What follows belongs to an exercise in optimizing a design on an open flow for small area, a short achievable clock period and few clock cycles; a production flow would make more cautious choices.
In this exercise RTL edits were held to simulation tests only and were not proved equivalent to the original.

==> flow/design.v <==
`timescale 1ns/10ps
module  CONV(
	input		clk,
	input		reset,
	output reg  busy,	
	input		ready,	
	output reg [11:0]iaddr,
	input [19:0]idata,	
	output reg	cwr,
	output reg [11:0]caddr_wr,
	output reg [19:0]cdata_wr,
	output	 	crd,
	output[11:0]caddr_rd,
	input [19:0]cdata_rd,
	output reg [2:0]csel
);
wire [11:0] caddr_wr_0;
wire [19:0] cdata_wr_0;
wire cwr_0, cwr_1;
wire eof_L1;
wire [2:0] csel_1;
wire [11:0]caddr_wr_1;
wire [19:0]cdata_wr_1;
reg [19:0]buffer_comp;
reg signed [19:0] window[8:0];
wire signed [19:0]window_0[2:0];
wire signed [19:0]window_L[2:0];  
wire signed [42:0] sum;
wire signed [42:0] after_bias;
wire signed [42:0] Relu_result;
wire signed [19:0]final_result;
wire [11:0] offset;
wire [11:0] iaddr_temp;
reg  signed [39:0] sum_reg[8:0]; 
reg [2:0]state_cnt;
reg [4:0]row_cnt;
reg [4:0]col_cnt;
wire [11:0]temp;
reg [2:0] cnt;
reg [12:0] iaddr_cnt;
wire   eof_L0;
parameter S_READY  = 2'b00;
parameter S_LAYER0 = 2'b01;
parameter S_LAYER1 = 2'b11;
parameter signed kernel_0 = 20'h0A89E;
parameter signed kernel_1 = 20'h092D5;
parameter signed kernel_2 = 20'h06D43;
parameter signed kernel_3 = 20'h01004;
parameter signed kernel_4 = 20'hF8F71;
parameter signed kernel_5 = 20'hF6E54;
parameter signed kernel_6 = 20'hFA6D7;
parameter signed kernel_7 = 20'hFC834;
parameter signed kernel_8 = 20'hFAC19;
reg [1:0] c_state,n_state;
genvar i;
assign window_0[0] = (iaddr_cnt[5:0] == 'd0) ? 20'd0 :  window[0];
assign window_0[1] = (iaddr_cnt[5:0] == 'd0) ? 20'd0 :  window[3];
assign window_0[2] = (iaddr_cnt[5:0] == 'd0) ? 20'd0 :  window[6];
assign window_L[0] = (iaddr_cnt[5:0] == 'd63) ? 20'd0 :  window[2];
assign window_L[1] = (iaddr_cnt[5:0] == 'd63) ? 20'd0 :  window[5];
assign window_L[2] = (iaddr_cnt[5:0] == 'd63) ? 20'd0 :  window[8];
assign eof_L0 = (iaddr_cnt == 13'h0fff && cnt == 3'd4);  
assign after_bias = sum + {4'd0,20'h01310,16'd0}; 
assign Relu_result = (after_bias[42])? 43'd0: after_bias;
assign final_result = $signed(Relu_result[35:16]) + {19'd0,Relu_result[15]};
assign cwr_0 = (cnt == 3'd4) ? 1'b1 : 1'b0;
assign cdata_wr_0 = final_result;
assign caddr_wr_0 = iaddr_cnt;
wire [19:0] window_w[8:0];
assign {window_w[8],window_w[7],window_w[6],window_w[5],window_w[4],window_w[3],window_w[2],window_w[1],window_w[0]} = {window_L[2],window[7],window_0[2],window_L[1],window[4],window_0[1],window_L[0],window[1],window_0[0]};
assign sum = sum_reg[0] + sum_reg[1] + sum_reg[2]+ sum_reg[3]+ sum_reg[4]+ sum_reg[5]+ sum_reg[6]+ sum_reg[7]+ sum_reg[8];
always @(posedge clk or posedge reset) begin
    if (reset) begin
        sum_reg[0] <= 40'd0;       
        sum_reg[1] <= 40'd0;       
        sum_reg[2] <= 40'd0;       
        sum_reg[3] <= 40'd0;       
        sum_reg[4] <= 40'd0;       
        sum_reg[5] <= 40'd0;       
        sum_reg[6] <= 40'd0;       
        sum_reg[7] <= 40'd0;       
        sum_reg[8] <= 40'd0;       
    end
    else begin
        sum_reg[0] <= window_0[0]*$signed(kernel_0);
        sum_reg[1] <= window[1]*$signed(kernel_1);             
        sum_reg[2] <= window_L[0]*$signed(kernel_2); 
        sum_reg[3] <= window_0[1]*$signed(kernel_3); 
        sum_reg[4] <= window[4]*$signed(kernel_4); 
        sum_reg[5] <= window_L[1]*$signed(kernel_5); 
        sum_reg[6] <= window_0[2]*$signed(kernel_6);  
        sum_reg[7] <= window[7]*$signed(kernel_7); 
        sum_reg[8] <= window_L[2]*$signed(kernel_8); 
    end     
end
generate                         
for (i = 0; i < 9; i = i + 1) begin
    if (i == 2 || i == 5 || i == 8) begin
        always @(posedge clk or posedge reset) begin
            if (reset) window[i] <=  20'd0;
            else begin
                if (i == 2) begin
                    if (cnt != 2'd0) window[i] <= window[i];
                    else if (iaddr_temp < 12'd64) window[i] <= 20'd0;
                    else window[i] <= idata;
                end
                else if (i == 5) begin
                    if (cnt != 2'd1) window[i] <= window[i];
                    else window[i] <= idata;
                end 
                else if (i == 8) begin
                    if (cnt != 2'd2) window[i] <= window[i];
                    else if (iaddr_temp >= 12'd4032) window[i] <= 20'd0;
                    else window[i] <= idata;
                end
            end
        end
    end 
    else begin
        always @(posedge clk or posedge reset) begin
            if (reset) window[i] <=  20'd0;
            else if (cnt == 3'd4) window[i] <= window[i + 1];
            else window[i] <= window[i];
        end
    end
end
endgenerate 
always @(posedge clk or posedge reset) begin
    if (reset) cnt <= 3'd0;
    else begin
        case (c_state) 
            S_LAYER0 : cnt <= (cnt == 3'd4) ? 3'd0 : cnt + 3'd1;
            default : cnt <= 3'd0;
        endcase 
    end
end
always @(posedge clk or posedge reset) begin
    if (reset) iaddr_cnt <= 13'b111_1111_11_1110;
    else begin
        if (c_state == S_LAYER0) iaddr_cnt <= iaddr_cnt + {12'd0, cnt[2]};
        else iaddr_cnt <= 13'b111_1111_11_1110;
    end
end
assign iaddr_temp = iaddr_cnt + 12'd1;
assign offset = (cnt[1]) ? 12'd64 : (cnt[0]) ? 12'd0: -12'd64;
always @(*) begin
    if (c_state == S_LAYER0) iaddr = iaddr_temp + offset; 
    else iaddr = 12'd0;
end
always@(posedge clk, posedge reset)begin
	if(reset)
		c_state <= S_READY;
	else
		c_state <= n_state;
end
always@(*)begin
	case(c_state)
	S_READY: if(ready) n_state = S_LAYER0; else n_state = S_READY;
	S_LAYER0:if(eof_L0) n_state = S_LAYER1; else n_state = S_LAYER0;
	S_LAYER1:if(eof_L1) n_state = S_READY;  else n_state = S_LAYER1;
	default: n_state = S_READY;
	endcase
end
always@(posedge clk, posedge reset)begin
	if(reset)
		busy <= 1'b0;
	else
		if(ready && c_state == S_READY)
			busy <= 1'b1;
		else if(c_state == S_LAYER1 && n_state == S_READY)
			busy <= 1'b0;
		else	
			busy <= busy;
end
always@(*)begin
	case(c_state)
	S_LAYER0:csel = 3'b001;
	S_LAYER1:csel = csel_1;
	default: csel = 3'b0;
	endcase
end
always@(*)begin
	case(c_state)
	S_LAYER0:cwr = cwr_0;
	S_LAYER1:cwr = cwr_1;
	default: cwr = 1'b0;
	endcase
end
always@(*)begin
	case(c_state)
	S_LAYER0:caddr_wr = caddr_wr_0;
	S_LAYER1:caddr_wr = caddr_wr_1;
	default: caddr_wr = 12'b0;
	endcase
end
always@(*)begin
	case(c_state)
	S_LAYER0:cdata_wr = cdata_wr_0;
	S_LAYER1:cdata_wr = cdata_wr_1;
	default: cdata_wr = 20'b0;
	endcase
end
assign csel_1 = (state_cnt==3'd4)?3'b011:3'b001;
assign temp = (state_cnt[1])?12'd64: 12'd0;
assign crd = (c_state == S_LAYER1)?((state_cnt==3'd4)?1'b0:1'b1): 1'b0;
assign caddr_rd = {col_cnt,1'b0,row_cnt,1'b0} + {11'b0,state_cnt[0]} + temp  ;  
assign cwr_1 = (c_state == S_LAYER1)?((state_cnt==3'd4)?1'b1:1'b0): 1'b0;
assign caddr_wr_1 = {1'b0, col_cnt, row_cnt};
assign cdata_wr_1 = (state_cnt==3'd4)?buffer_comp:20'b0;
assign eof_L1 = (state_cnt == 3'd4) & (col_cnt == 5'd31) & (row_cnt == 5'd31);
always@(posedge clk, posedge reset)begin
	if(reset)
		state_cnt <= 3'd0;
	else
		if(c_state == S_LAYER1)begin
			if(state_cnt == 3'd4)
				state_cnt <= 3'd0;
			else
				state_cnt <= state_cnt + 3'd1;
		end
end
always@(posedge clk, posedge reset)begin
	if(reset)
		buffer_comp <= 2'b0;
	else
		if(c_state == S_LAYER1)begin
			if(state_cnt == 3'd4) begin
				buffer_comp <= 3'd0;
			end else begin
				if(buffer_comp < cdata_rd)
					buffer_comp <= cdata_rd;
				else
					buffer_comp <= buffer_comp;
			end
		end
end
always@(posedge clk, posedge reset)begin
	if(reset)
		row_cnt <= 5'd0;
	else
		if(c_state == S_LAYER1)begin
			if(state_cnt == 3'd4) 
				row_cnt <= row_cnt + 5'd1;
		end
		else begin
			row_cnt <= 5'd0;
		end
end
always@(posedge clk, posedge reset)begin
	if(reset)
		col_cnt <= 5'd0;
	else
		if(c_state == S_LAYER1)begin
			if(row_cnt == 5'd31 && state_cnt == 3'd4) 
				col_cnt <= col_cnt + 5'd1;
		end
		else begin
			col_cnt <= 5'd0;
		end
end
endmodule
==> flow/run.sh <==
#!/bin/bash
# synth_recipe.tcl (not shown) runs the flow's synth.tcl, then flattens the netlist and writes it again
# the make line also repeats each setting of config.mk as NAME=value (left out here)
make -C /OpenROAD-flow-scripts/flow DESIGN_CONFIG=/design/flow/config.mk WORK_HOME=/design/flow/orfs CLKGATE_MAP_FILE= SYNTH_SCRIPT=/design/flow/synth_recipe.tcl finish
==> flow/config.mk <==
export PLATFORM = sky130hd
export DESIGN_NAME = CONV
export DESIGN_NICKNAME = CONV
export VERILOG_FILES = /design/flow/design.v
export SDC_FILE = /design/flow/constraint.sdc
export NUM_CORES = 4
export LEC_CHECK = 0
export CAP_MARGIN = 20
export CORE_MARGIN = 2
export CORE_UTILIZATION = 40
export SLEW_MARGIN = 20
==> flow/constraint.sdc <==
create_clock -name core_clock -period 11.0 [get_ports {clk}]
set_input_delay 2.2000 -clock core_clock [delete_from_list [all_inputs] [get_ports {clk}]]
set_output_delay 2.2000 -clock core_clock [all_outputs]
set_load 0.01 [all_outputs]
layers.png
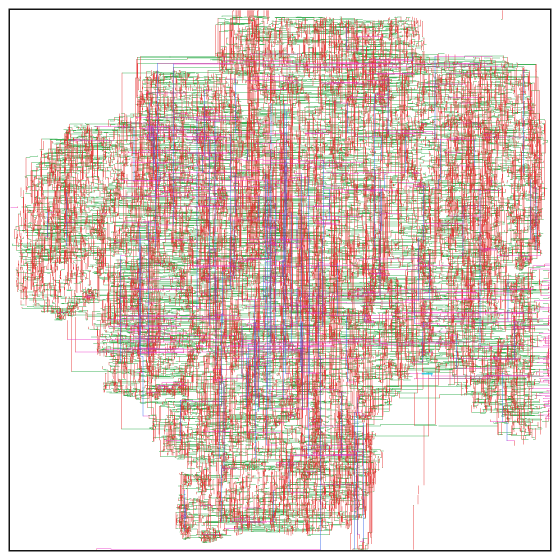
legend:
  blue:
    layer: M4
    wire_length: 6840 um
  green:
    layer: M1
    wire_length: 96.9 mm
  magenta:
    layer: M3
    wire_length: 11200 um
  cyan:
    layer: M5
    wire_length: 7.40 um
  red:
    layer: M2
    wire_length: 97.6 mm
via count of the routed design: 51747
total wire length: 213000 um
detail-routed net length per standard cell: 20.8 um

m1.png
The bar under the picture is 100 um long.
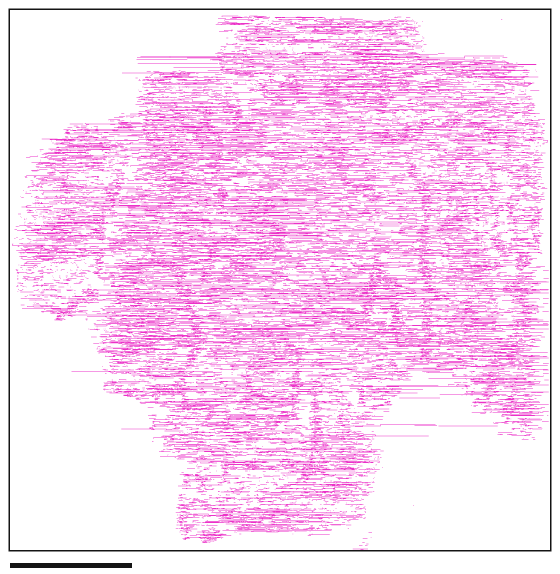
wire length on this layer: 96.9 mm
main direction: horizontal
share of all routed wire: 46%
met1 global-route usage: 31.2%

==> metrics.log <==
INFO  metric holdBufCountCts = 0
INFO  metric die_w = 442 um
INFO  metric worst_path_max_delay_cell = clkdlybuf4s50_1
INFO  metric tritoncts = yes
INFO  metric timing_worst_setup_path_type = reg2out
INFO  metric layout.core_utilization = between 40% and 50%
INFO  metric worst_pin_slew = between 1000 and 1500 ps
INFO  metric nNetsFinal = approximately 10000
INFO  metric setup_viol = 0
INFO  metric vias_per_cell = 5.06
INFO  metric io-pin-count = between 100 and 150
INFO  metric maxClockFrequency = around 0.1 GHz
INFO  metric worst_hold_path_type = reg2reg
INFO  metric max-slew-margin-rel = 23.5%
INFO  metric place.gp.congestion = 0.953
INFO  metric core_area = between 0.15 and 0.2 sq mm
INFO  metric critPathRequiredTime = a little under 9000 ps
INFO  metric run_status = finished clean
INFO  metric initial_core_utilization = ~40%
INFO  metric cp.arrival = 7770 ps
INFO  metric cts.path.max_buffers = 3
INFO  metric place.detailed.hpwl = around 180000 um
INFO  metric numCtsBuffers = 70
INFO  metric rrSetupSlack = between 2000 and 2500 ps
INFO  metric post-route-period-util = approximately nine tenths
INFO  metric height_of_the_chip = 442 um
INFO  metric yosysWarningCount = 3
INFO  metric timing.critical_path.to_type = output port
INFO  metric port_buffers = ~100
INFO  metric worstPathCellList = fa_1, fa_1, inv_1, fa_1, inv_1, fa_1, fa_1, ha_1, and2_1, a21bo_2, a221o_1, a22o_1, o21ai_2, a21o_4, and2_1, nor2_1, ha_1, and3b_1, and3_1, nand3_2, xnor2_1, o21ai_0, clkdlybuf4s50_1
INFO  metric synthesis.instances = around 7600
INFO  metric worst_setup_hold_path_clk_slew = roughly 60 ps
INFO  metric avgSynthCellArea = 10.2 sq um
INFO  metric p_r_area_growth_vs_syn = 8.45%
INFO  metric post_route_cells_drive_above_1_share = between 3 and 4%
INFO  metric clk_root_buffer_cell = clkbuf_16
INFO  metric cpMostUsedCell = fa_1
INFO  metric grt_first_pass_wirelength = roughly 330000 um
INFO  metric finalWorstPathRequiredPeriod = around 10000 ps
INFO  metric tns = 0 ps
INFO  metric cts_setup_buffers = 0
INFO  metric post_cts_resized = 0
INFO  metric cts.sinks = between 500 and 600
INFO  metric final_antenna_net_count = 0
INFO  metric worst_hold_slack = 472 ps
INFO  metric ctsHtreeMaxLevel = 3
INFO  metric worst-path-max-fanout = 8
INFO  metric grt_setup_unrepaired = false
INFO  metric cp-start-kind = register
INFO  metric synth-async-reset-ratio = 100%
INFO  metric number_of_library_cell_types_mapped_by_synthesis = 88
INFO  metric syn-cell-area = 0.0769 sq mm
INFO  metric finalHoldViolations = 0
INFO  metric min_delay_path_depth = 2
INFO  metric worst_min_delay_path_startpoint = window[3][17]$_DFFE_PP0P_
INFO  metric first_global_vias = roughly 54000
INFO  metric route.detailed.drc = 0
INFO  metric max_ffs_per_register = ~320
INFO  metric ff2ff_path_depth = 28
INFO  metric edff_count_synth = 0
INFO  metric design.die.area = approximately 0.20 sq mm
INFO  metric fillers = 18209
INFO  metric dr.first_iter.drc_count = around 3500
INFO  metric min_to = window[3][17]$_DFFE_PP0P_
INFO  metric placementRows = between 150 and 200
INFO  metric timing_max_transition_violations_final = 0
INFO  metric first_pass_iters = 7
INFO  metric worstSetupStartpoint = sum_reg[5][20]$_DFF_PP0_
INFO  metric globalRouteOverflowTotal = 0
INFO  metric maximum_number_of_pins_on_one_net_before_global_route_repair = approximately 150
INFO  metric timing.rr.end = sum_reg[0][34]$_DFF_PP0_
INFO  metric synth_sequential_area_ratio = around 18%
INFO  metric worst_clock_skew = 25.5 ps
INFO  metric max_stage_delay = between 600 and 700 ps
INFO  metric layout.cells.most_common_list = inv_1 (1928), ha_1 (1375), fa_1 (1144), dfrtp_1 (537), nand2_1 (356)
INFO  metric maxCapViolCount = 0
INFO  metric postSynth.topFlopCell = dfrtp_1
Testbench counts, summed over its fixed seeds: cycles 307,332.
closeup.png
The bar under the picture is 10 um long. Region (96, 96) to (126, 126) um. Cells in gray, sequential cells in the stronger gray; small squares are vias.
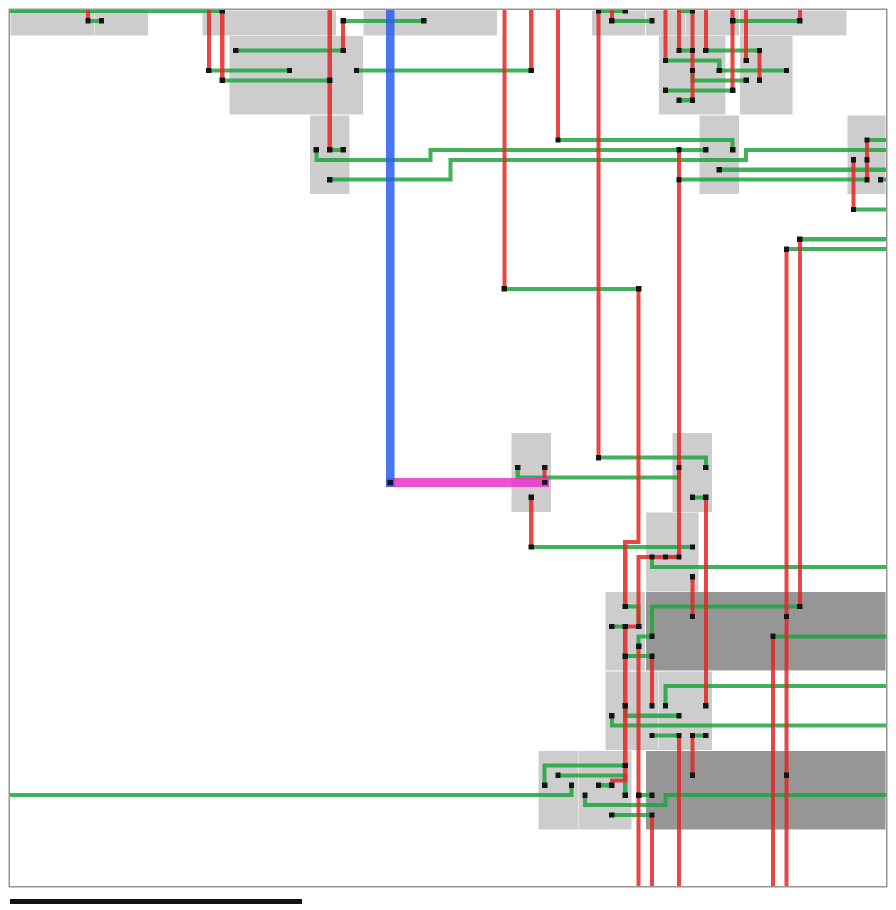
legend:
  blue:
    layer: M4
  red:
    layer: M2
  green:
    layer: M1
  magenta:
    layer: M3
sequential cells in the window: 2
netlist names of flops here include: window (2)
most frequent: nand2_1 (6), o21ai_0 (5), dfrtp_1 (2)
cells with their middle in the window: 16

routed.png
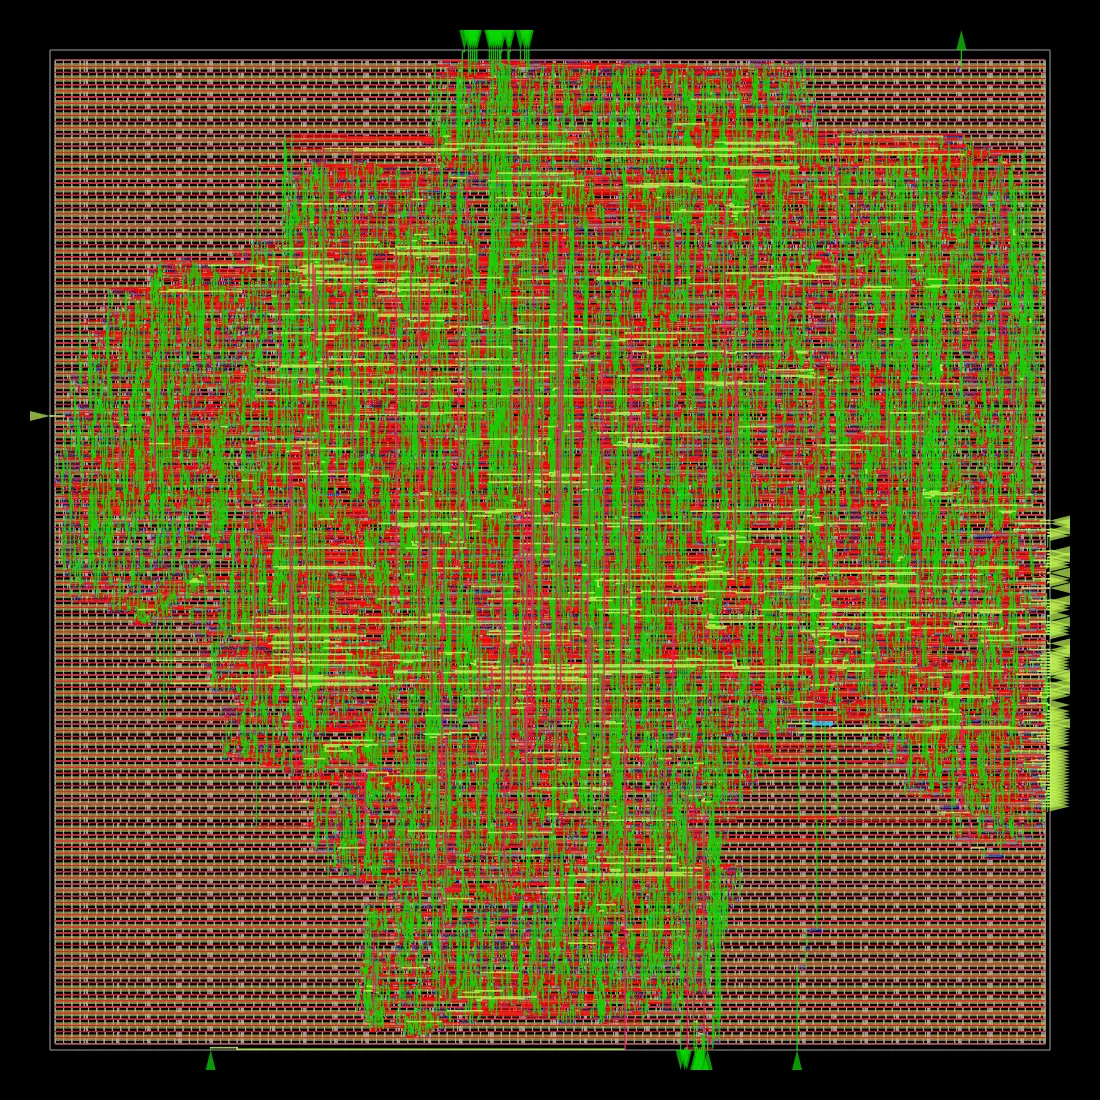
highest metal layer used by the detailed router: met5
metal2 WL: 97600 um
amount of wire on met3 after detailed routing: 11200 um
wire length on met1: 96900 um
global-route total usage across every layer: 22.1%

[through the flow]
step | worst slack [ps] | cells | instance area (sq um)
floorplan | 1340 | 7561 | 76900
global placement | 1800 | 10101 | 80900
detailed placement | 1660 | 10101 | 80900
CTS | 966 | 10225 | 83300
global route | 707 | 10227 | 83400
finish | 1030 | 10233 | 83400
[final cells by class]
cell class	instances	area (sq um)	share of cell area [%]
multi-input combinational	4983	55600	66.6
clock buffer	93	1950	2.34
sequential	549	13800	16.5
timing repair buffer	129	1270	1.52
antenna	7	17.5	0.0210
tap	2511	3140	3.77
clock inverter	31	443	0.531
inverter	1930	7250	8.69
[worst max-delay path: cells and delay by family (launching register included)]
family	cells	cell delay (ps)
compound gates	6	1680
xor+xnor	1	100
fa+ha+maj	7	3090
buf+inv	3	780
flops	1	380
simple gates	6	1100
[logic make-up (layout without fill, tap and decap cells)]
group	after synthesis	count (layout)	share of synthesized area, %
fa+ha+maj	2519	2519	52.2
xor+xnor	356	356	4.06
other cells	1	9	0.00488
buf+inv	2029	2183	9.92
simple gates	1008	1008	6.28
flops	549	549	17.9
mux	75	75	1.04
compound gates	1023	1023	8.65
[Yosys cell counts (12+ instances only)]
cell      count  share of area (%)
and3_1       47               0.38
xor2_1      107                1.2
a22o_1       64               0.73
a21oi_1     266                1.7
xnor2_1     249                2.8
or3_1        21               0.17
ha_1       1375                 22
nor2b_1      46               0.37
o211ai_1     26               0.25
nand2b_1     30               0.24
dfrtp_1     537                 17
a31oi_1      24               0.20
buf_1        15              0.073
fa_1       1144                 30
nor3_1       64               0.42
a211oi_1     36               0.35
nand4_1      21               0.17
nand2_1     357                1.7
a211o_1      15               0.17
nand3_1      81               0.53
dfstp_2      12               0.41
and2_1       71               0.58
a21o_1      117                1.1
nor2_1      206                1.0
inv_1      1929                9.4
mux2_2       39               0.57
nor4_1       17               0.14
o21bai_1     41               0.40
o21a_1       39               0.38
clkbuf_1     81               0.40
mux2i_1      36               0.47
o21ai_0     264                1.7
[layer usage]
| layer | vias to the layer above | global-route usage [%] | part of all wire [%] |
|---|---|---|---|
| li1 | 24208 | - | - |
| met1 | 26135 | 31.2 | 46 |
| met2 | 1169 | 35.7 | 46 |
| met3 | 233 | 2.83 | 5.3 |
| met4 | 2 | 5.98 | 3.2 |
| met5 | - | 0 | 0.0033 |

port drivers added, routing unchanged:
Ports are ideal in the flow. The routed layout listed here was re-timed in OpenROAD.
Step 1, drivers: a clkbuf_16 drives clk and a buf_2 each remaining input, both assumed.
Step 2, shift: input delay + t, output delay - t, t = (earliest + latest rising clock arrival at the registers) / 2. This alone moves slack from input paths to output paths.
a / b / c = ideal ports / drivers / drivers and shift; a / b = the first two.
t, ns: 0.738
slack for setup (ns): 1.030 / 0.943 / 1.681
worst hold slack (ns): 0.472 / 0.472 / 0.472
worst data-port slew with drivers (ns): 0.14
After both steps this run still meets setup and hold. The setup slack of this run moves by -0.087 ns with the drivers and by +0.651 ns with both steps.
